From an optimization exercise on the open Yosys and OpenROAD flow, aimed at small area and a short achievable clock period; shortcuts taken in it are not production practice.
In this exercise RTL edits were held to simulation tests only and were not proved equivalent to the original.
Some runs may be left out. An edit can pass the tests and still lose a function that they never use.

[flow/run.sh]
#!/bin/bash
# synth_recipe.tcl (not shown) runs the flow's synth.tcl, then flattens the netlist and writes it again
# the make line also repeats each setting of config.mk as NAME=value (left out here)
make -C /OpenROAD-flow-scripts/flow DESIGN_CONFIG=/design/flow/config.mk WORK_HOME=/design/flow/orfs CLKGATE_MAP_FILE= SYNTH_SCRIPT=/design/flow/synth_recipe.tcl finish
[flow/config.mk]
export PLATFORM = sky130hd
export DESIGN_NAME = Systolic_Array
export DESIGN_NICKNAME = Systolic_Array
export VERILOG_FILES = /design/flow/design.v
export SDC_FILE = /design/flow/constraint.sdc
export NUM_CORES = 8
export LEC_CHECK = 0
export CAP_MARGIN = 20
export CORE_MARGIN = 2
export CORE_UTILIZATION = 40
export SLEW_MARGIN = 20
[flow/constraint.sdc]
create_clock -name core_clock -period 14.0 [get_ports {Clk}]
set_input_delay 2.8000 -clock core_clock [delete_from_list [all_inputs] [get_ports {Clk}]]
set_output_delay 2.8000 -clock core_clock [all_outputs]
set_load 0.01 [all_outputs]
[flow/design.v]
`timescale 1ns / 1ps
module PE(IP_Up, IP_Left, Clk, Reset, OP_Down, OP_Right, Result);
	input [31:0] IP_Up, IP_Left;
	output reg [31:0] OP_Down, OP_Right;
	input Clk, Reset;
	output reg [63:0] Result;
	wire [63:0] Mult;
	always @(posedge Reset or posedge Clk) begin
		if(Reset) begin
			Result <= 0;
			OP_Right <= 0;
			OP_Down <= 0;
		end
		else begin
			Result <= Result + Mult;
			OP_Right <= IP_Left;
			OP_Down <= IP_Up;
		end
	end
	assign Mult = IP_Up*IP_Left;
endmodule
`timescale 1ns / 1ps
module Systolic_Array(IP_Left0, IP_Left4, IP_Left8, IP_Left12,
		      IP_Up0, IP_Up1, IP_Up2, IP_Up3,Result0, 
		      Result1, Result2, Result3, Result4, Result5, Result6, Result7, 
		      Result8, Result9, Result10, Result11, Result12, Result13, Result14, Result15
		      ,Clk, Reset, Done);
	input [31:0] IP_Left0, IP_Left4, IP_Left8, IP_Left12,
		      IP_Up0, IP_Up1, IP_Up2, IP_Up3;
	output reg Done;
	output [63:0] Result0, Result1, Result2, Result3, Result4, Result5, 
	Result6, Result7, Result8, Result9, Result10, Result11, Result12, Result13, Result14, Result15;
	input Clk, Reset;
	reg [3:0] Count;
	wire [31:0] IP_Up0, IP_Up1, IP_Up2, IP_Up3;
	wire [31:0] IP_Left0, IP_Left4, IP_Left8, IP_Left12;
	wire [31:0] OP_Down0, OP_Down1, OP_Down2, OP_Down3, OP_Down4, OP_Down5, OP_Down6, OP_Down7, OP_Down8, OP_Down9, OP_Down10, OP_Down11, OP_Down12, OP_Down13, OP_Down14, OP_Down15;
	wire [31:0] OP_Right0, OP_Right1, OP_Right2, OP_Right3, OP_Right4, OP_Right5, OP_Right6, OP_Right7, OP_Right8, OP_Right9, OP_Right10, OP_Right11, OP_Right12, OP_Right13, OP_Right14, OP_Right15;
	PE P0 (IP_Up0, IP_Left0, Clk, Reset, OP_Down0, OP_Right0, Result0);
	PE P1 (IP_Up1, OP_Right0, Clk, Reset, OP_Down1, OP_Right1, Result1);
	PE P2 (IP_Up2, OP_Right1, Clk, Reset, OP_Down2, OP_Right2, Result2);
	PE P3 (IP_Up3, OP_Right2, Clk, Reset, OP_Down3, OP_Right3, Result3);
	PE P4 (OP_Down0, IP_Left4, Clk, Reset, OP_Down4, OP_Right4, Result4);
	PE P8 (OP_Down4, IP_Left8, Clk, Reset, OP_Down8, OP_Right8, Result8);
	PE P12 (OP_Down8, IP_Left12, Clk, Reset, OP_Down12, OP_Right12, Result12);
	PE P5 (OP_Down1, OP_Right4, Clk, Reset, OP_Down5, OP_Right5, Result5);
	PE P6 (OP_Down2, OP_Right5, Clk, Reset, OP_Down6, OP_Right6, Result6);
	PE P7 (OP_Down3, OP_Right6, Clk, Reset, OP_Down7, OP_Right7, Result7);
	PE P9 (OP_Down5, OP_Right8, Clk, Reset, OP_Down9, OP_Right9, Result9);
	PE P10 (OP_Down6, OP_Right9, Clk, Reset, OP_Down10, OP_Right10, Result10);
	PE P11 (OP_Down7, OP_Right10, Clk, Reset, OP_Down11, OP_Right11, Result11);
	PE P13 (OP_Down9, OP_Right12, Clk, Reset, OP_Down13, OP_Right13, Result13);
	PE P14 (OP_Down10, OP_Right13, Clk, Reset, OP_Down14, OP_Right14, Result14);
	PE P15 (OP_Down11, OP_Right14, Clk, Reset, OP_Down15, OP_Right15, Result15);
	always @(posedge Clk or posedge Reset) begin
		if(Reset) begin
			Done <= 0;
			Count <= 0;
		end
		else begin
			if(Count == 9) begin
				Done <= 1;
				Count <= 0;
			end
			else begin
				Done <= 0;
				Count <= Count + 1;
			end
		end	
	end 
endmodule
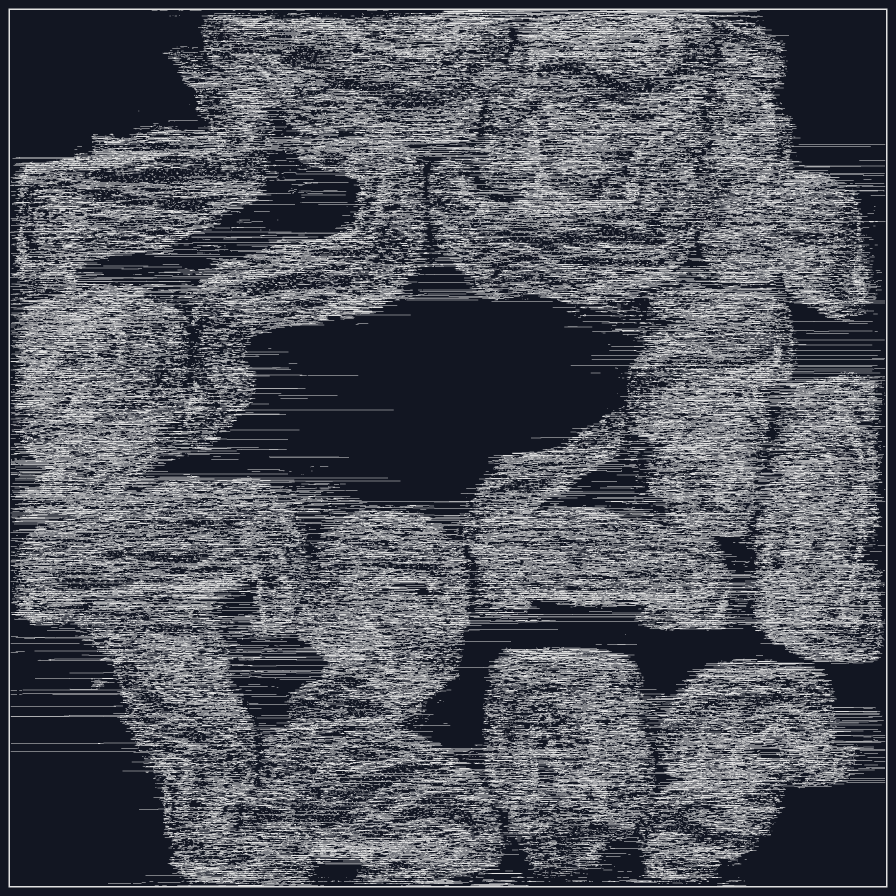
**Above:** run 1 (the metal 1 layer).
longest straight run: 461 um
nets with wire on the layer: 74683
drt total wl: 1950 mm
Via Count: 424k
Global Route met1 Usage: 0.336

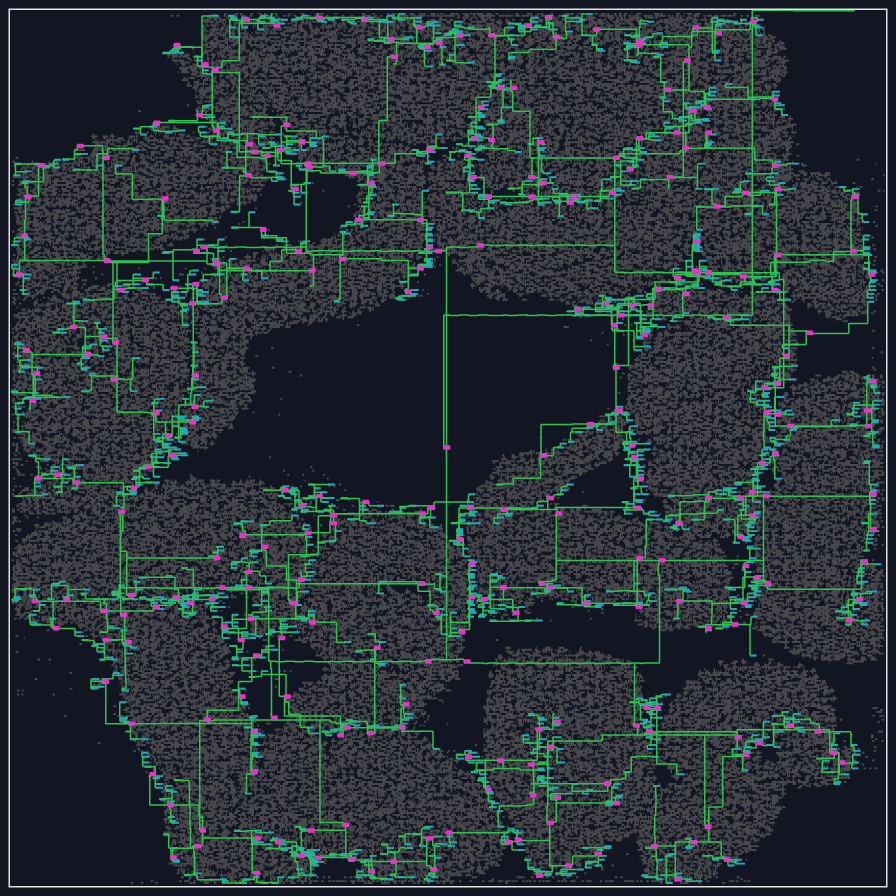
**Above:** run 1 (clock distribution).
[clock wires] green | length: 48.4 mm
[flip-flops] cyan | count: 1797
[cells driving clock nets] magenta | count: 302
routed clock nets: 303
flops lie: all over the die

==> impl_metrics.toml, run 1 <==
[clock_network]
cts_hold_buffers = 0
clkTransAtPathRegs_ps = 50
clk_path_buf_depth = 5
cts_setup_buffers = 0

[finish]
inv_count = 17082
largest_cell_class = "multi-input combinational cells"
layout_common_cells = "inv_1, fa_1, nand2_1"
nNonClkBuffers = 2299
final_common_cell = "inv_1"
instances_no_fill = 83577
layout-drive-gt1-share = 0.0318
multi_input_gates = 41887
multi_input_area_sq_um = 475000
regArea_sq_um = 45400
num-fill-cells = 145711

[worst_setup_path]
cp_common_cell = "fa_1"
endpoint_kind = "register"
crit_end = "P4.Result[62]$_DFF_PP0_"
r2r_end = "P11.Result[62]$_DFF_PP0_"
startpoint = "IP_Left4[15]"
path_buf_inv = 7
path_depth = 27
rrSetupSlack_ps = 4140
arrival_ps = 12500

[placement]
dp_cells = 82863
dp_hpwl_mm = 1540
gp_congestion = 0.932
post-place-ws_ps = 1640

[grt]
top_usage_layer = "met2"
grt_pass1_vias = 466379

[floorplanning]
fp.dieW_mm = 1.23
io_pins = 1283
initial_core_util = 0.401
die_h_mm = 1.23
n_tap_cell = 19800

[drt]
wl_met2_mm = 883
remaining_drc_errors = 0
vias_per_cell = 5.07
dr.pass1.iters = 6

[run_status]
status = "finished clean"

[sta]
tightest_slew_ps = 1200
fin_crit_sh = 0.822
setup_tns_ps = 0
maxSlewHeadroom = 0.195
period_minus_slack_ps = 11510
max_freq_mhz = 86.9

[synth]
yosys-top-cells-count = "inv_1, fa_1, nand2_1, and2_1, ha_1"
yosysMostFrequentCell = "inv_1"
synth-main-ff-cell = "dfrtp_1"
ys_types = 94
synth.avg_cell_area_sq_um = 9.30
synth-xor-area-share = 0.0147
synth_mux_area_frac = 0.0000671
synthSimpleGateAreaFrac = 0.151

[run]
maxCapViolations = 0

[hold_path]
hp-start = "P1.OP_Down[11]$_DFF_PP0_"
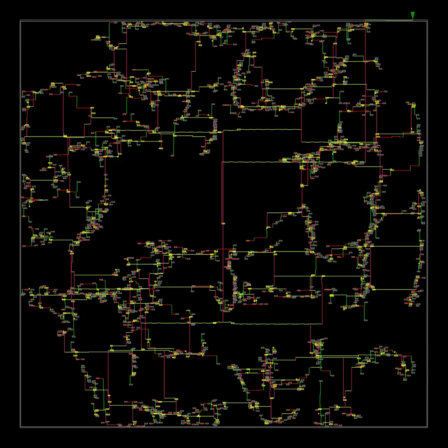
**Above:** run 1 (clock routing).
CTS Buf Count: 302
FF+latch count: 1797
number of clock-tree buffers in the layout: 376
clk_skew: 89.3 ps
Worst-Skew Late Latency: 1140 ps

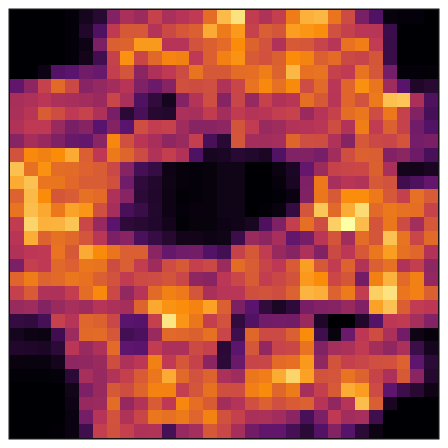
**Above:** run 1 (signal metal coverage by tile).
31 x 31 tiles, from black (low) to pale yellow (high), scaled to the fullest tile. Values are wire area over tile area, all layers added.
fullest tile: 0.51
nearly empty tiles: 9.3%
emptiest ninth of the die: middle
tiles over half the peak: 48%
mean over tiles: 0.22
Total GRT Usage: 0.266
WL/cell: 23.4 um

**Run 1: floorplan with the power grid**

Pins as bars on the die edge. Tap cells in gray.
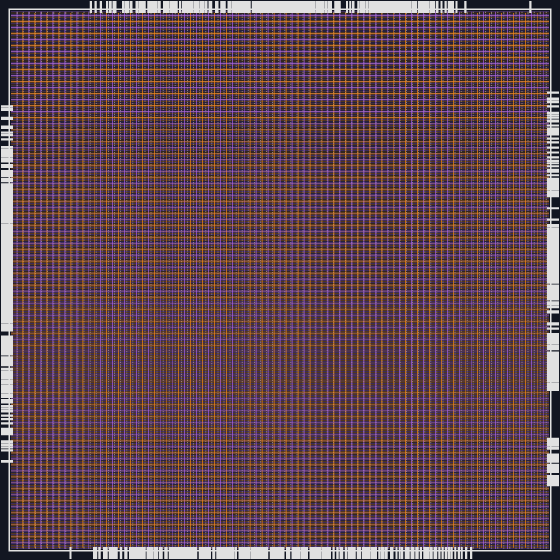

==> run 2: too many edits to list; what changed since run 1 <==
flow/design.v: 71 -> 9291 lines; modules unchanged: 0
  FA: new, 4 lines
  BS: new, 3 lines
  PE_cs_01: new, 2309 lines
  PE_cs_10: new, 2309 lines
  PE_cs_11: new, 2309 lines
  PE_reg_00: new, 2309 lines
  Systolic_Array: edited, 49 -> 48 lines
  removed: PE
==> module FA as of run 2 <==
module FA(input a, input b, input c, output s, output co);
  assign s = a ^ b ^ c;
  assign co = (a & b) | (a & c) | (b & c);
endmodule
==> module BS as of run 2 <==
module BS(input s, input d, input n, input b1, input b0, output o);
  assign o = ((s & b1) | (d & b0)) ^ n;
endmodule
==> module Systolic_Array as of run 2 <==
module Systolic_Array(IP_Left0, IP_Left4, IP_Left8, IP_Left12,
    IP_Up0, IP_Up1, IP_Up2, IP_Up3, Result0,
    Result1, Result2, Result3, Result4, Result5, Result6, Result7,
    Result8, Result9, Result10, Result11, Result12, Result13, Result14, Result15,
    Clk, Reset, Done);
  input [31:0] IP_Left0, IP_Left4, IP_Left8, IP_Left12, IP_Up0, IP_Up1, IP_Up2, IP_Up3;
  output reg Done;
  output [63:0] Result0, Result1, Result2, Result3, Result4, Result5, Result6, Result7, Result8, Result9, Result10, Result11, Result12, Result13, Result14, Result15;
  input Clk, Reset;
  reg [3:0] Count;
  wire [31:0] dn00, rt00;
  wire [31:0] dn01, rt01;
  wire [31:0] dn02, rt02;
  wire [31:0] dn03, rt03;
  wire [31:0] dn10, rt10;
  wire [31:0] dn11, rt11;
  wire [31:0] dn12, rt12;
  wire [31:0] dn13, rt13;
  wire [31:0] dn20, rt20;
  wire [31:0] dn21, rt21;
  wire [31:0] dn22, rt22;
  wire [31:0] dn23, rt23;
  wire [31:0] dn30, rt30;
  wire [31:0] dn31, rt31;
  wire [31:0] dn32, rt32;
  wire [31:0] dn33, rt33;
  PE_cs_11 P0 (.Clk(Clk), .Reset(Reset), .up(IP_Up0), .left(IP_Left0), .down_o(dn00), .right_o(rt00), .result(Result0));
  PE_cs_10 P1 (.Clk(Clk), .Reset(Reset), .up(IP_Up1), .left(rt00), .down_o(dn01), .right_o(rt01), .result(Result1));
  PE_cs_10 P2 (.Clk(Clk), .Reset(Reset), .up(IP_Up2), .left(rt01), .down_o(dn02), .right_o(rt02), .result(Result2));
  PE_cs_10 P3 (.Clk(Clk), .Reset(Reset), .up(IP_Up3), .left(rt02), .down_o(dn03), .right_o(rt03), .result(Result3));
  PE_cs_01 P4 (.Clk(Clk), .Reset(Reset), .up(dn00), .left(IP_Left4), .down_o(dn10), .right_o(rt10), .result(Result4));
  PE_reg_00 P5 (.Clk(Clk), .Reset(Reset), .up(dn01), .left(rt10), .down_o(dn11), .right_o(rt11), .result(Result5));
  PE_reg_00 P6 (.Clk(Clk), .Reset(Reset), .up(dn02), .left(rt11), .down_o(dn12), .right_o(rt12), .result(Result6));
  PE_reg_00 P7 (.Clk(Clk), .Reset(Reset), .up(dn03), .left(rt12), .down_o(dn13), .right_o(rt13), .result(Result7));
  PE_cs_01 P8 (.Clk(Clk), .Reset(Reset), .up(dn10), .left(IP_Left8), .down_o(dn20), .right_o(rt20), .result(Result8));
  PE_reg_00 P9 (.Clk(Clk), .Reset(Reset), .up(dn11), .left(rt20), .down_o(dn21), .right_o(rt21), .result(Result9));
  PE_reg_00 P10 (.Clk(Clk), .Reset(Reset), .up(dn12), .left(rt21), .down_o(dn22), .right_o(rt22), .result(Result10));
  PE_reg_00 P11 (.Clk(Clk), .Reset(Reset), .up(dn13), .left(rt22), .down_o(dn23), .right_o(rt23), .result(Result11));
  PE_cs_01 P12 (.Clk(Clk), .Reset(Reset), .up(dn20), .left(IP_Left12), .down_o(dn30), .right_o(rt30), .result(Result12));
  PE_reg_00 P13 (.Clk(Clk), .Reset(Reset), .up(dn21), .left(rt30), .down_o(dn31), .right_o(rt31), .result(Result13));
  PE_reg_00 P14 (.Clk(Clk), .Reset(Reset), .up(dn22), .left(rt31), .down_o(dn32), .right_o(rt32), .result(Result14));
  PE_reg_00 P15 (.Clk(Clk), .Reset(Reset), .up(dn23), .left(rt32), .down_o(dn33), .right_o(rt33), .result(Result15));
  always @(posedge Clk or posedge Reset) begin
    if (Reset) begin Done <= 1'b0; Count <= 4'd0; end
    else if (Count == 4'd9) begin Done <= 1'b1; Count <= 4'd0; end
    else begin Done <= 1'b0; Count <= Count + 4'd1; end
  end
endmodule
--- a/flow/config.mk
+++ b/flow/config.mk
@@ -8,4 +8,5 @@
 export CAP_MARGIN = 20
 export CORE_MARGIN = 2
-export CORE_UTILIZATION = 40
+export CORE_UTILIZATION = 60
 export SLEW_MARGIN = 20
+export SYNTH_HIERARCHICAL = 1
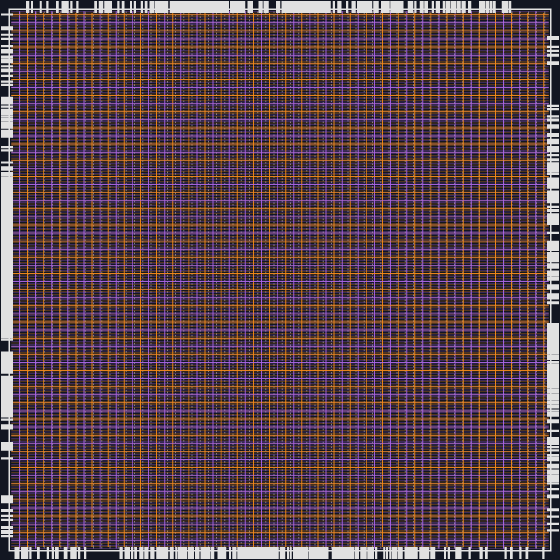
**Above:** run 2 (floorplan with the power grid).
Pins as bars on the die edge. Tap cells in gray.
[VSS] purple
[VDD] orange
signal pins: 1283
tap cells: 10855
met5 straps: 66

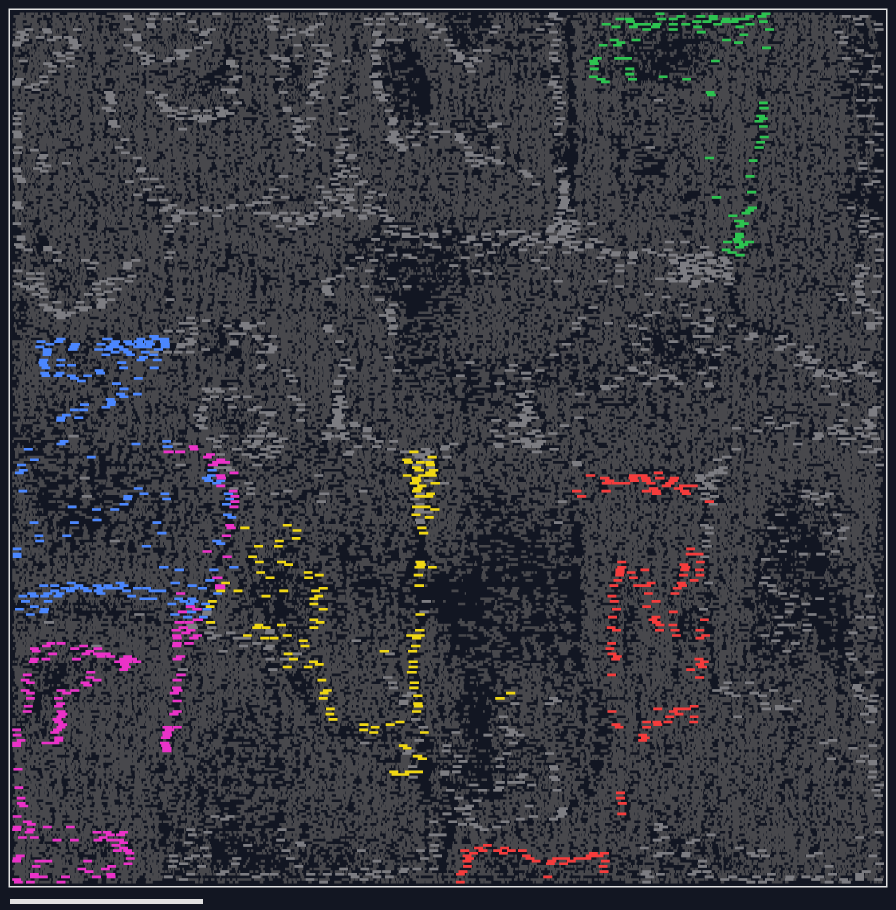
**Above:** run 2 (sequential cells colored by instance or generate block).
Bar = 200 um. Other sequential cells in the stronger gray, the rest of the logic in the fainter gray.
[P12] red | placed flops: 154
[P0] blue | placed flops: 191 | where: left middle
[P11] green | placed flops: 96 | where: top right
[P4] magenta | placed flops: 186
[P6] yellow | placed flops: 128
not colored: 1453

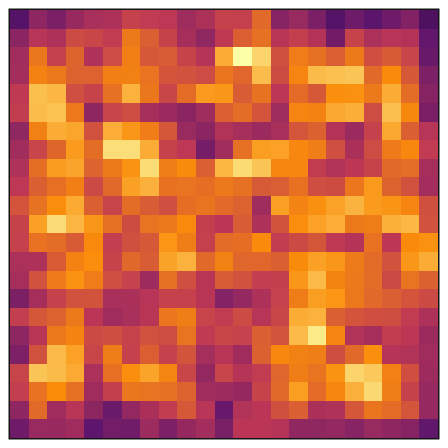
**Above:** run 2 (signal metal coverage by tile).
23 x 23 tiles, from black (low) to pale yellow (high), scaled to the fullest tile. Values are wire area over tile area, all layers added.
tiles over half the peak: 72%
fullest tile: 0.83
mean over tiles: 0.50

==> run 2 against run 1 <==
Compared with the run above:
- worst hold slack better by 8.5 ps
- still clean on timing, DRC and antenna
- count of clock-buffer cells in the layout is 15 higher
- synthesized cell count is 37% lower
- cell area is 15% lower
- critical endpoint is now Result8[37]
==> impl_metrics.toml, run 2 <==
[finish]
multi_input_area_sq_um = 438000
inv_count = 1328
num-fill-cells = 61421
layout_common_cells = "xnor2_1, fa_1, a22oi_2"
nClkBuffers = 391
numSequentialCells = 2208
multi_input_gates = 36681
instances_no_fill = 54463
layout-drive-gt1-share = 0.275
nNonClkBuffers = 2676
largest_cell_class = "multi-input combinational cells"
multi_input_area_share = 0.802
buf_share = 0.0406
regArea_sq_um = 56100
final_common_cell = "xnor2_1"
final_nets = 53840
sh_seq_area = 0.103

[sta]
period_minus_slack_ps = 9330
finClkSkew_ps = 90.3
setup_viol = 0
fin_crit_sh = 0.666
setup_tns_ps = 0
maxSlewViolCount = 0
max_freq_mhz = 107
hold_viol = 0
rsz0062_at_grt = "false"
tightest_slew_ps = 1380
maxSlewHeadroom = 0.0748

[drt]
wl_per_cell_um = 39.7
wirelength_mm = 2160
wl_met2_mm = 886
remaining_drc_errors = 0
dr.pass1.iters = 13
vias_per_cell = 7.46
postRouteAntennaNets = 0
routed-wl-met3_mm = 316
vias = 406454

[floorplanning]
n_tap_cell = 10855
num_rows = 332
io_pins = 1283
core_sq_um = 816000
initial_core_util = 0.601
fp.dieW_um = 908
die_h_um = 908

[hold_path]
hp-start = "P13.right_o[0]$_DFF_PP0_"
hold_path_class = "register to register"

[worst_setup_path]
path_depth = 11
rrSetupSlack_ps = 4940
critical_path_required_ps = 11200
path_class = "register to primary output"
arrival_ps = 6530
crit_chain = "ha_1 -> a31oi_1 -> nor3_1 -> o21ai_0 -> a21oi_1 -> a31oi_1 -> o221ai_1 -> a21oi_1 -> o21ai_0 -> xor2_1 -> clkdlybuf4s50_1"
path_buf_inv = 1
max_stage_delay_ps = 1020
path_delay_family = "compound AO/OA/AOI/OAI gates"
startpoint_type = "register"
rr_startpoint = "P6.down_o[9]$_DFF_PP0_"
crit_end = "Result8[37]"
reg2reg_depth = 21
startpoint = "P8.rs[2]$_DFF_PP0_"
r2r_end = "P10.acc[53]$_DFF_PP0_"
cp_max_fo = 4
endpoint_kind = "primary output"

[clock_network]
cts_sinks = 2208
cts_hold_buffers = 0
clock_latency_ps = 1130
clkTransAtPathRegs_ps = 60
numCtsBuffers = 310
cts_setup_buffers = 0
cts_resized = 0
cts_tree = "done"
clk_path_buf_depth = 4

[grt]
grt-ovfl-total = 0
grt_first_pass_wirelength_mm = 3120
grt_start_max_net_pins = 82
top_usage_layer = "met2"
grt_pass1_vias = 439220
grt_use_total = 0.519
met1_usage = 0.596

[run_status]
status = "finished clean"

[synth]
yosysWarnings = 11
synth.avg_cell_area_sq_um = 12.2

[placement]
dp_hpwl_mm = 1480
post-place-ws_ps = 5220
dp_cells = 53745
place_area_sq_um = 535000
gp_congestion = 1.04

[run]
maxCapViolations = 0
**Run 2: clock distribution**

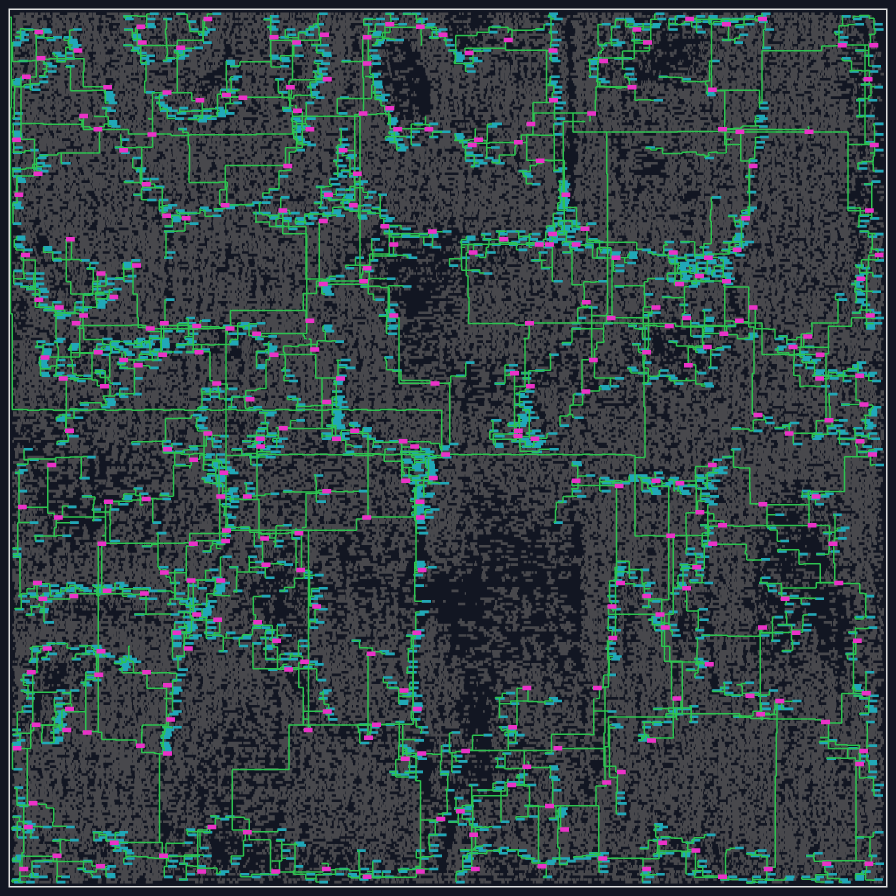

==> run 3: changes to the inputs <==
--- a/flow/config.mk
+++ b/flow/config.mk
@@ -8,5 +8,5 @@
 export CAP_MARGIN = 20
 export CORE_MARGIN = 2
-export CORE_UTILIZATION = 60
+export CORE_UTILIZATION = 40
 export SLEW_MARGIN = 20
 export SYNTH_HIERARCHICAL = 1
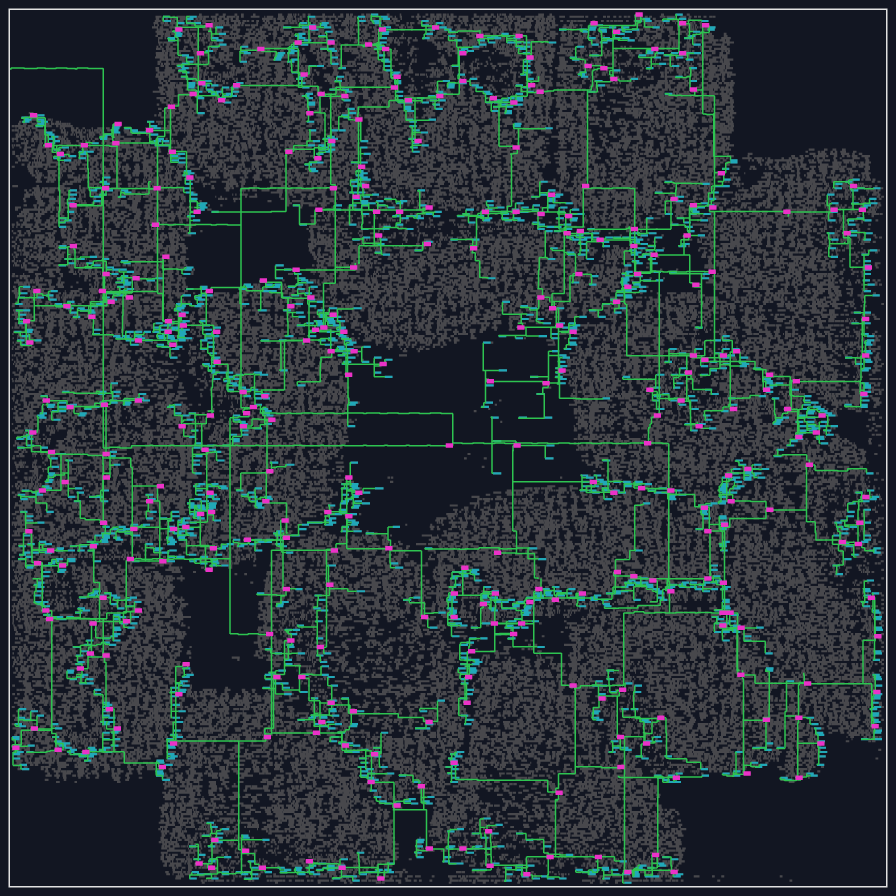
**Above:** run 3 (clock distribution).
[cells driving clock nets] magenta | count: 337
[flip-flops] cyan | count: 2208
[clock wires] green | length: 48.6 mm
flops lie: all over the die
routed clock nets: 338

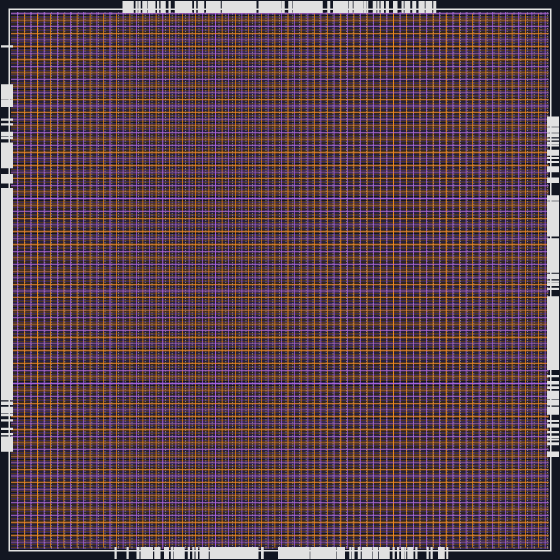
**Above:** run 3 (floorplan with the power grid).
Pins as bars on the die edge. Tap cells in gray.
[VSS] purple
[VDD] orange
signal pins: 1283
met1 rails: 407
rows: 406
met4 straps: 81
Die Ht: 1.11 mm
Die X: 1.11 mm

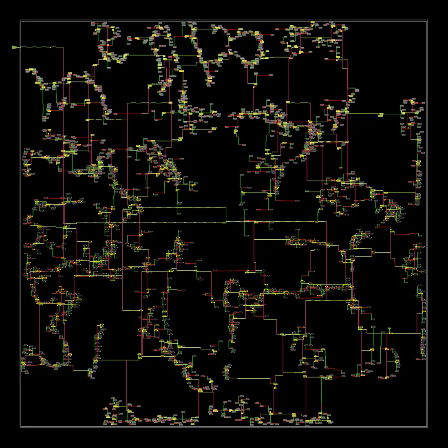
**Above:** run 3 (clock routing).
FF+latch count: 2208
clk_skew: 129 ps
Worst-Skew Late Latency: 1180 ps
CTS Buf Count: 337

==> run 3 against run 2 <==
Compared with the run above:
- critical endpoint is now Result12[58]
- area after synthesis unchanged
- non-clock buffer count increased by 29
- clock skew is 39 ps higher
- cell area grew 1.4%
- final cell count grew 10%
- synthesized cell count stayed put
- die area up 50%
- setup slack got worse by 210 ps
- routed wire length is 4.0% higher
- register-to-register slack better by 110 ps
- worst hold slack better by 4.1 ps
==> impl_metrics.toml, run 3 <==
[grt]
grt-ovfl-total = 0
grt_use_total = 0.358
grt_first_pass_wirelength_mm = 3210
met1_usage = 0.433
grt_start_max_net_pins = 146
use_met3 = 0.115
grt_pass1_vias = 430787
top_usage_layer = "met2"

[clock_network]
cts_hold_buffers = 0
cts_tree = "done"
cts_resized = 0
cts_setup_buffers = 0
cts_sinks = 2208
clk_path_buf_depth = 5
clkTransAtPathRegs_ps = 60

[sta]
period_minus_slack_ps = 9540
fin_crit_sh = 0.681
tightest_slew_ps = 1250
hold_viol = 0
setup_viol = 0
rsz0062_at_grt = "false"
maxSlewViolCount = 0
holdWs_ps = 386
setup_tns_ps = 0
max_freq_mhz = 105
maxSlewHeadroom = 0.159

[drt]
wirelength_mm = 2250
dr.pass1.iters = 6
wl_met2_mm = 951
routed-wl-met3_mm = 262
postRouteAntennaNets = 0
wl_per_cell_um = 37.5
vias_per_cell = 6.57
remaining_drc_errors = 0
wl_met1_mm = 813
vias = 393812

[finish]
layout_common_cells = "xnor2_1, fa_1, a22oi_2"
post-route-util = 0.453
sh_seq_area = 0.101
multi_input_gates = 36681
largest_cell_class = "multi-input combinational cells"
final_common_cell = "xnor2_1"
regArea_sq_um = 56100
num-fill-cells = 111976
inv_count = 1328
multi_input_area_sq_um = 438000
final_nets = 53896
layout-drive-gt1-share = 0.276
buf_share = 0.0407
nClkBuffers = 426
nNonClkBuffers = 2705
instances_no_fill = 59931
final_cell_area_sq_um = 554000

[worst_setup_path]
crit_end = "Result12[58]"
critical_path_required_ps = 11200
path_buf_inv = 1
cp_common_cell = "o21ai_1"
path_class = "register to primary output"
startpoint_type = "register"
max_stage_delay_ps = 1320
startpoint = "P12.rs[7]$_DFF_PP0_"
reg2reg_depth = 22
cp_max_fo = 4
r2r_end = "P10.acc[53]$_DFF_PP0_"
rrSetupSlack_ps = 5050
crit_chain = "ha_1 -> nand4_1 -> nor3_1 -> o2111ai_1 -> a311oi_1 -> o21ai_1 -> a21o_1 -> o211a_1 -> o21ai_1 -> xor2_1 -> clkdlybuf4s50_1"
endpoint_kind = "primary output"
path_depth = 11
rr_startpoint = "P6.down_o[13]$_DFF_PP0_"

[placement]
dp_cells = 59239
place_area_sq_um = 542000
port_buffers = 1282
dp_hpwl_mm = 1560
post-place-ws_ps = 5130
gp_congestion = 0.997

[synth]
synth.avg_cell_area_sq_um = 12.2
yosysWarnings = 11

[floorplanning]
core_sq_um = 1220000
io_pins = 1283
n_tap_cell = 16320
initial_core_util = 0.401
num_rows = 406

[run]
maxCapViolations = 0

[run_status]
status = "finished clean"

[hold_path]
hp-start = "P9.right_o[3]$_DFF_PP0_"
**Run 3: signal metal coverage by tile**

28 x 28 tiles, from black (low) to pale yellow (high), scaled to the fullest tile. Values are wire area over tile area, all layers added.
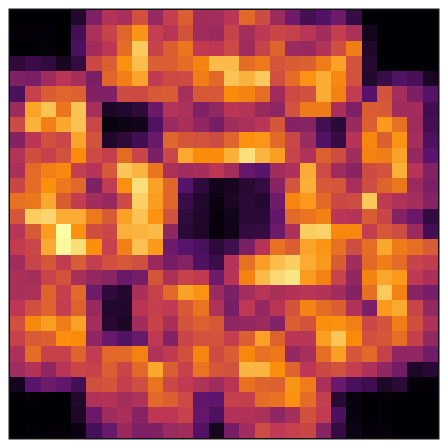

--- run 4: outline of the changes from run 3 ---
flow/design.v: 9291 -> 14117 lines; modules unchanged: 1
  AO: new, 3 lines
  BS: edited, 3 -> 5 lines
  KN: new, 3 lines
  KR: new, 3 lines
  KX: new, 3 lines
  KXN: new, 3 lines
  KIV: new, 3 lines
  KGA: new, 3 lines
  KGB: new, 3 lines
  PE_cs_00: new, 3509 lines
  PE_cs_01: edited, 2309 -> 3509 lines
  PE_cs_10: edited, 2309 -> 3509 lines
  PE_cs_11: edited, 2309 -> 3509 lines
  Systolic_Array: edited, 48 -> 48 lines
  removed: PE_reg_00
==> module Systolic_Array as of run 4 <==
module Systolic_Array(IP_Left0, IP_Left4, IP_Left8, IP_Left12,
    IP_Up0, IP_Up1, IP_Up2, IP_Up3, Result0,
    Result1, Result2, Result3, Result4, Result5, Result6, Result7,
    Result8, Result9, Result10, Result11, Result12, Result13, Result14, Result15,
    Clk, Reset, Done);
  input [31:0] IP_Left0, IP_Left4, IP_Left8, IP_Left12, IP_Up0, IP_Up1, IP_Up2, IP_Up3;
  output reg Done;
  output [63:0] Result0, Result1, Result2, Result3, Result4, Result5, Result6, Result7, Result8, Result9, Result10, Result11, Result12, Result13, Result14, Result15;
  input Clk, Reset;
  reg [3:0] Count;
  wire [31:0] dn00, rt00;
  wire [31:0] dn01, rt01;
  wire [31:0] dn02, rt02;
  wire [31:0] dn03, rt03;
  wire [31:0] dn10, rt10;
  wire [31:0] dn11, rt11;
  wire [31:0] dn12, rt12;
  wire [31:0] dn13, rt13;
  wire [31:0] dn20, rt20;
  wire [31:0] dn21, rt21;
  wire [31:0] dn22, rt22;
  wire [31:0] dn23, rt23;
  wire [31:0] dn30, rt30;
  wire [31:0] dn31, rt31;
  wire [31:0] dn32, rt32;
  wire [31:0] dn33, rt33;
  PE_cs_11 P0 (.Clk(Clk), .Reset(Reset), .up(IP_Up0), .left(IP_Left0), .down_o(dn00), .right_o(rt00), .result(Result0));
  PE_cs_10 P1 (.Clk(Clk), .Reset(Reset), .up(IP_Up1), .left(rt00), .down_o(dn01), .right_o(rt01), .result(Result1));
  PE_cs_10 P2 (.Clk(Clk), .Reset(Reset), .up(IP_Up2), .left(rt01), .down_o(dn02), .right_o(rt02), .result(Result2));
  PE_cs_10 P3 (.Clk(Clk), .Reset(Reset), .up(IP_Up3), .left(rt02), .down_o(dn03), .right_o(rt03), .result(Result3));
  PE_cs_01 P4 (.Clk(Clk), .Reset(Reset), .up(dn00), .left(IP_Left4), .down_o(dn10), .right_o(rt10), .result(Result4));
  PE_cs_00 P5 (.Clk(Clk), .Reset(Reset), .up(dn01), .left(rt10), .down_o(dn11), .right_o(rt11), .result(Result5));
  PE_cs_00 P6 (.Clk(Clk), .Reset(Reset), .up(dn02), .left(rt11), .down_o(dn12), .right_o(rt12), .result(Result6));
  PE_cs_00 P7 (.Clk(Clk), .Reset(Reset), .up(dn03), .left(rt12), .down_o(dn13), .right_o(rt13), .result(Result7));
  PE_cs_01 P8 (.Clk(Clk), .Reset(Reset), .up(dn10), .left(IP_Left8), .down_o(dn20), .right_o(rt20), .result(Result8));
  PE_cs_00 P9 (.Clk(Clk), .Reset(Reset), .up(dn11), .left(rt20), .down_o(dn21), .right_o(rt21), .result(Result9));
  PE_cs_00 P10 (.Clk(Clk), .Reset(Reset), .up(dn12), .left(rt21), .down_o(dn22), .right_o(rt22), .result(Result10));
  PE_cs_00 P11 (.Clk(Clk), .Reset(Reset), .up(dn13), .left(rt22), .down_o(dn23), .right_o(rt23), .result(Result11));
  PE_cs_01 P12 (.Clk(Clk), .Reset(Reset), .up(dn20), .left(IP_Left12), .down_o(dn30), .right_o(rt30), .result(Result12));
  PE_cs_00 P13 (.Clk(Clk), .Reset(Reset), .up(dn21), .left(rt30), .down_o(dn31), .right_o(rt31), .result(Result13));
  PE_cs_00 P14 (.Clk(Clk), .Reset(Reset), .up(dn22), .left(rt31), .down_o(dn32), .right_o(rt32), .result(Result14));
  PE_cs_00 P15 (.Clk(Clk), .Reset(Reset), .up(dn23), .left(rt32), .down_o(dn33), .right_o(rt33), .result(Result15));
  always @(posedge Clk or posedge Reset) begin
    if (Reset) begin Done <= 1'b0; Count <= 4'd0; end
    else if (Count == 4'd9) begin Done <= 1'b1; Count <= 4'd0; end
    else begin Done <= 1'b0; Count <= Count + 4'd1; end
  end
endmodule
==> module KXN as of run 4 <==
module KXN(input a, input b, output y);
  assign y = ~(a ^ b);
endmodule
==> module KR as of run 4 <==
module KR(input a, input b, output y);
  assign y = ~(a | b);
endmodule
==> module KN as of run 4 <==
module KN(input a, input b, output y);
  assign y = ~(a & b);
endmodule
==> module KGB as of run 4 <==
module KGB(input gh, input th, input gl, output g);
  assign g = ~(gh & (th | gl));
endmodule
==> module KIV as of run 4 <==
module KIV(input a, output y);
  assign y = ~a;
endmodule
==> module KGA as of run 4 <==
module KGA(input gh, input th, input gl, output gn);
  assign gn = ~(gh | (th & gl));
endmodule
==> module AO as of run 4 <==
module AO(input s, input d, input b1, input b0, output o);
  assign o = (s & b1) | (d & b0);
endmodule
==> module BS as of run 4 <==
module BS(input s, input d, input n, input b1, input b0, output o);
  wire m;
  AO u (.s(s), .d(d), .b1(b1), .b0(b0), .o(m));
  assign o = m ^ n;
endmodule
==> module KX as of run 4 <==
module KX(input a, input b, output y);
  assign y = a ^ b;
endmodule
==> flow/flow/run.sh (new file) <==
#!/bin/bash
# Standard layout, with the port buffers that buffer_ports inserts made
# sky130_fd_sc_hd__buf_4 instead of its default choice.
set -o pipefail
export BUFFER_PORTS_ARGS="-buffer_cell sky130_fd_sc_hd__buf_4"
bash standard.sh 2>&1 | tee standard.log
==> flow/standard.sh (new file) <==
#!/bin/bash
# synth_recipe.tcl (not shown) runs the flow's synth.tcl, then flattens the netlist and writes it again
# the make line also repeats each setting of config.mk as NAME=value (left out here)
make -C /OpenROAD-flow-scripts/flow DESIGN_CONFIG=/design/flow/config.mk WORK_HOME=/design/flow/orfs CLKGATE_MAP_FILE= SYNTH_SCRIPT=/design/flow/synth_recipe.tcl "${@:-finish}"
removed: flow/run.sh
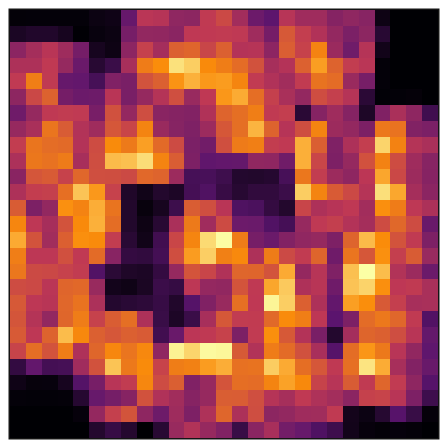
**Above:** run 4 (signal metal coverage by tile).
27 x 27 tiles, from black (low) to pale yellow (high), scaled to the fullest tile. Values are wire area over tile area, all layers added.
tiles over half the peak: 45%
mean over tiles: 0.34
emptiest ninth of the die: top right
Via Count: 392k
drt total wl: 2220 mm
Total GRT Usage: 0.368

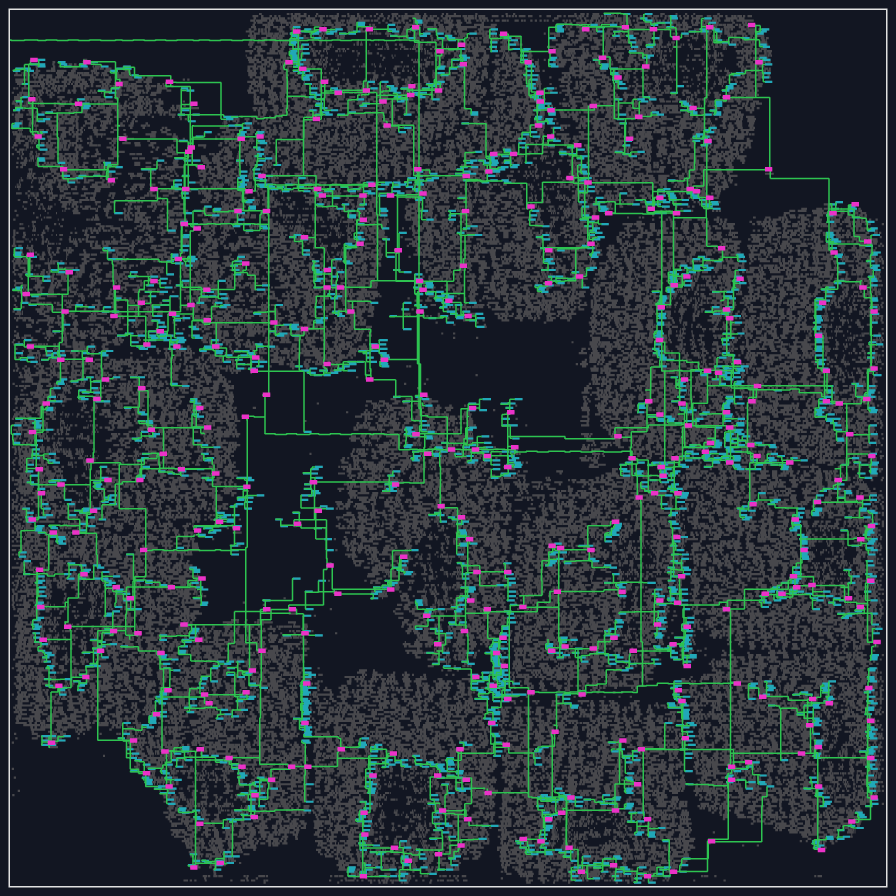
**Above:** run 4 (clock distribution).
[flip-flops] cyan | count: 2661
[clock wires] green | length: 55.7 mm
[cells driving clock nets] magenta | count: 389
flops lie: all over the die

==> run 4 against run 3 <==
Compared with the run above:
- final cell count is 1.1% higher
- clock skew shrank 4.9 ps
- core utilization decreased by 0.70 points
- register-to-register slack improved by 1500 ps
- die area shrank 4.0%
- first-iteration DRC count increased by 13%
- count of clock-buffer cells in the layout increased by 83
- routed wire length fell by 1.3%
- global-route usage is 1.0 points higher
==> impl_metrics.toml, run 4 <==
[sta]
setup_tns_ps = 0
period_minus_slack_ps = 7840
maxSlewHeadroom = 0.115
fin_crit_sh = 0.560
maxSlewViolCount = 0
max_freq_mhz = 127
rsz0062_at_grt = "false"
hold_viol = 0

[finish]
sh_seq_area = 0.128
num-fill-cells = 108664
regArea_sq_um = 67200
nNonClkBuffers = 2482
largest_cell_class = "multi-input combinational cells"
final_nets = 54240
layout_common_cells = "xor2_1, fa_1, a22o_1"
multi_input_area_share = 0.764
final_common_cell = "xor2_1"
nClkBuffers = 509
layout-drive-gt1-share = 0.116
multi_input_area_sq_um = 400000
buf_share = 0.0356
inv_count = 1223
final_cell_area_sq_um = 524000
post-route-util = 0.446
numSequentialCells = 2661
instances_no_fill = 60581

[grt]
grt_pass1_vias = 428267
top_usage_layer = "met2"
grt-ovfl-total = 0
grt_start_max_net_pins = 92
grt_first_pass_wirelength_mm = 3150
use_met3 = 0.150

[run_status]
status = "finished clean"

[floorplanning]
die_h_mm = 1.09
n_tap_cell = 15600
fp.dieW_mm = 1.09
num_rows = 398
core_sq_um = 1170000

[worst_setup_path]
critical_path_required_ps = 11200
path_class = "register to primary output"
rrSetupSlack_ps = 6570
reg2reg_depth = 24
crit_end = "Result6[25]"
cp_max_fo = 5
path_depth = 10
arrival_ps = 5040
rr_startpoint = "P2.rc[0]$_DFF_PP0_"
startpoint_type = "register"
path_delay_family = "compound AO/OA/AOI/OAI gates"

[clock_network]
clock_latency_ps = 1190
clk_path_buf_depth = 5
cts_tree = "done"
clkTransAtPathRegs_ps = 60
cts_resized = 0

[drt]
dr.pass1.iters = 9
postRouteAntennaNets = 0
vias_per_cell = 6.46
remaining_drc_errors = 0
wl_met2_mm = 940

[placement]
gp_congestion = 0.989
dp_hpwl_mm = 1460
dp_cells = 59781

[synth]
synth.avg_cell_area_sq_um = 11.3
yosysWarnings = 11

[hold_path]
hp-start = "P0.down_o[22]$_DFF_PP0_"
hold_path_class = "register to register"

[run]
maxCapViolations = 0
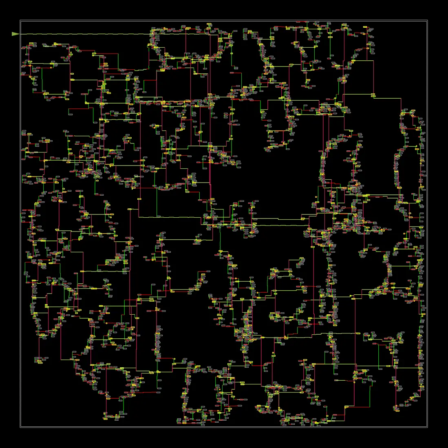
**Above:** run 4 (clock routing).
Sink Count: 2661
clk_skew: 124 ps
CTS Buf Count: 389

**Run 4: the metal 1 layer**

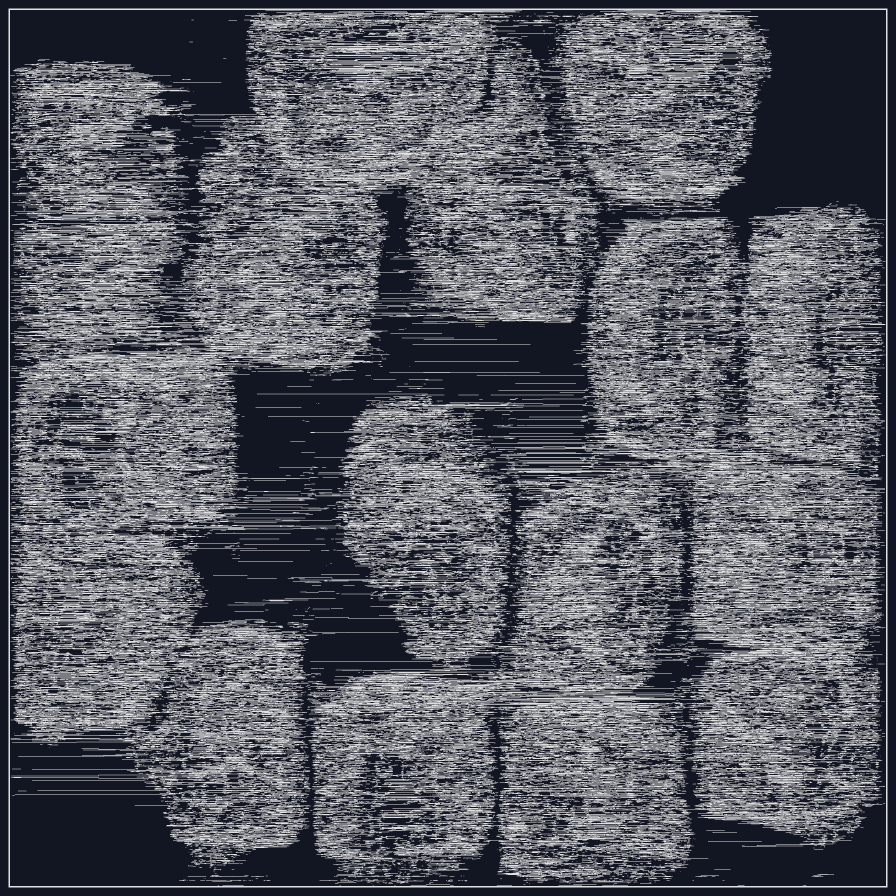

==> run 5: changes to the inputs <==
==> flow/run.sh (new file) <==
#!/bin/bash
# synth_recipe.tcl (not shown) runs the flow's synth.tcl, then flattens the netlist and writes it again
# the make line also repeats each setting of config.mk as NAME=value (left out here)
make -C /OpenROAD-flow-scripts/flow DESIGN_CONFIG=/design/flow/config.mk WORK_HOME=/design/flow/orfs CLKGATE_MAP_FILE= SYNTH_SCRIPT=/design/flow/synth_recipe.tcl finish
removed: flow/flow/run.sh
removed: flow/standard.sh
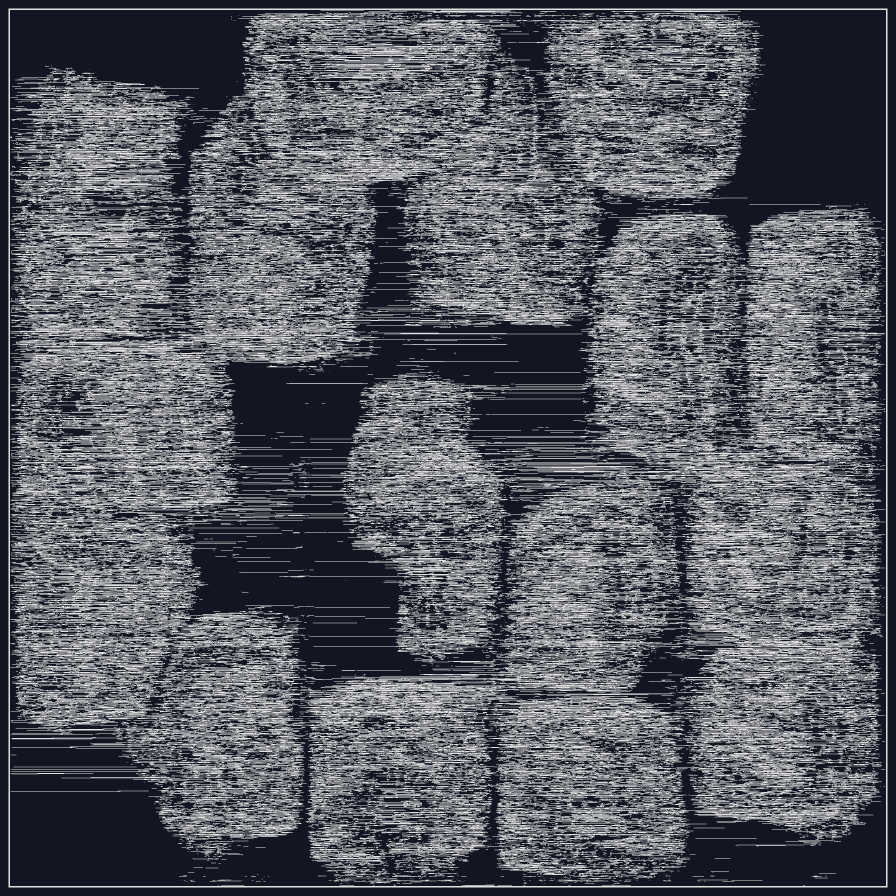
**Above:** run 5 (the metal 1 layer).
share of all routed wire: 34%
main direction: horizontal
wire length on this layer: 749 mm
nets with wire on the layer: 48947
drt total wl: 2200 mm
Global Route met1 Usage: 0.426
Via Count: 393k

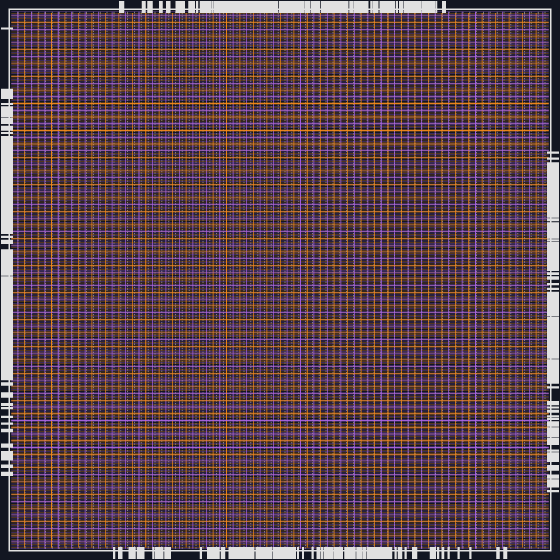
**Above:** run 5 (floorplan with the power grid).
Pins as bars on the die edge. Tap cells in gray.
[VSS] purple
[VDD] orange
rows: 398
tap cells: 15600

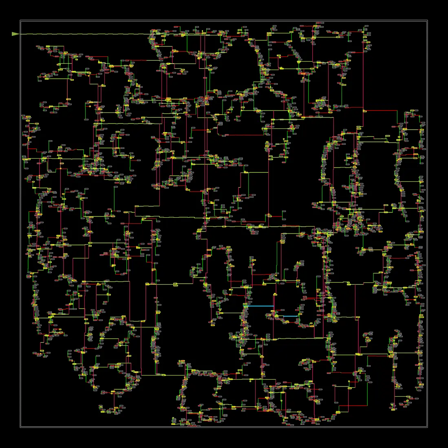
**Above:** run 5 (clock routing).
number of clock-tree buffers in the layout: 500
Worst-Skew Late Latency: 1190 ps

==> run 5 against run 4 <==
Compared with the run above:
- area after synthesis stayed put
- maximum frequency is 9.0% lower
- first-iteration DRC count up 1.8%
- synthesized cell count is the same
- via count rose by 0.26%
- register-to-register slack lost 80 ps
- core utilization grew 0.31 points
- flip-flop and latch count stayed put
- critical path depth unchanged
- routed wire length decreased by 0.70%
==> impl_metrics.toml, run 5 <==
[worst_setup_path]
crit_end = "Result0[27]"
path_depth = 10
cp_max_fo = 3
startpoint = "P0.rs[25]$_DFF_PP0_"
endpoint_kind = "primary output"
max_stage_delay_ps = 810
rr_startpoint = "P12.rs[0]$_DFF_PP0_"
critical_path_required_ps = 11200
r2r_end = "P12.rc[41]$_DFF_PP0_"
path_delay_family = "simple AND/OR/NAND/NOR gates"
rrSetupSlack_ps = 6490
arrival_ps = 5820
path_class = "register to primary output"
path_buf_inv = 2
cp_common_cell = "nor2_1"
reg2reg_depth = 24
startpoint_type = "register"
crit_chain = "nor2_1 -> nor2_1 -> nand2_1 -> nor2_1 -> nand2_1 -> o21ai_1 -> inv_1 -> o21ai_1 -> xor2_1 -> clkdlybuf4s50_1"

[sta]
rsz0062_at_grt = "false"
fin_crit_sh = 0.616
setup_viol = 0
holdWs_ps = 429
period_minus_slack_ps = 8620
setup_tns_ps = 0
hold_viol = 0
max_freq_mhz = 116
finClkSkew_ps = 96.4
maxSlewViolCount = 0
tightest_slew_ps = 1280
maxSlewHeadroom = 0.138

[finish]
multi_input_gates = 37817
largest_cell_class = "multi-input combinational cells"
instances_no_fill = 60754
area_growth_pct = 12.0
layout-drive-gt1-share = 0.0963
final_cell_area_sq_um = 527000
regArea_sq_um = 67200
post-route-util = 0.449
numSequentialCells = 2661
final_common_cell = "xor2_1"
num-fill-cells = 108093
final_nets = 54442
inv_count = 1223
buf_share = 0.0425
sh_seq_area = 0.127
nNonClkBuffers = 2689
multi_input_area_sq_um = 400000
layout_common_cells = "xor2_1, fa_1, a22o_1"
multi_input_area_share = 0.759

[clock_network]
numCtsBuffers = 384
clkTransAtPathRegs_ps = 70
cts_sinks = 2661
cts_resized = 0
cts_hold_buffers = 0
cts_tree = "done"
cts_setup_buffers = 0
clk_path_buf_depth = 5

[grt]
grt_use_total = 0.366
grt_first_pass_wirelength_mm = 3140
grt_start_max_net_pins = 126
top_usage_layer = "met2"
grt-ovfl-total = 0
grt_pass1_vias = 427654
use_met3 = 0.148

[run]
maxCapViolations = 0

[drt]
dr.pass1.iters = 10
wl_met1_mm = 749
wl_per_cell_um = 36.3
wl_met2_mm = 929
routed-wl-met3_mm = 310
remaining_drc_errors = 0
vias_per_cell = 6.46
postRouteAntennaNets = 0

[floorplanning]
num_rows = 398
initial_core_util = 0.401
fp.dieW_mm = 1.09
die_h_mm = 1.09
io_pins = 1283
n_tap_cell = 15600
core_sq_um = 1170000

[synth]
synth.avg_cell_area_sq_um = 11.3
yosysWarnings = 11

[placement]
place_area_sq_um = 513000
gp_congestion = 0.983
port_buffers = 1282
dp_cells = 59987
post-place-ws_ps = 5240
dp_hpwl_mm = 1450

[hold_path]
whs_path_depth = 0
hp-start = "P13.right_o[13]$_DFF_PP0_"
hold_path_class = "register to register"

[run_status]
status = "finished clean"

==> afterwards: timing with drivers on the ports <==
In the flow no input, the clock included, has a driving cell. The finished layouts below were timed again as built, in two steps. Step 1, drivers: a clkbuf_16 drives Clk and a buf_2 each remaining input, both assumed. Step 2 times the ports against the registers' clock, not the clock port: input delays grow and output delays shrink by t, the midpoint of the rising clock arrivals with the driver on. a / b / c = ideal / step 1 / step 2; a / b = the first two.
run	t, ns	setup WS [ns]	worst setup path at the end
run 1	1.282	2.490 / 2.570 / 1.287	input to register
run 2	1.258	4.671 / 4.500 / 4.940	register to register
run 3	1.294	4.460 / 4.273 / 5.046	register to register
run 4	1.308	6.155 / 5.977 / 5.352	input to register
run 5	1.325	5.376 / 5.190 / 5.198	input to register
After both steps setup and hold are still met in every run listed. For run 1, which loses most, drivers alone change the setup slack by +0.080 ns; drivers and shift together by -1.203 ns.
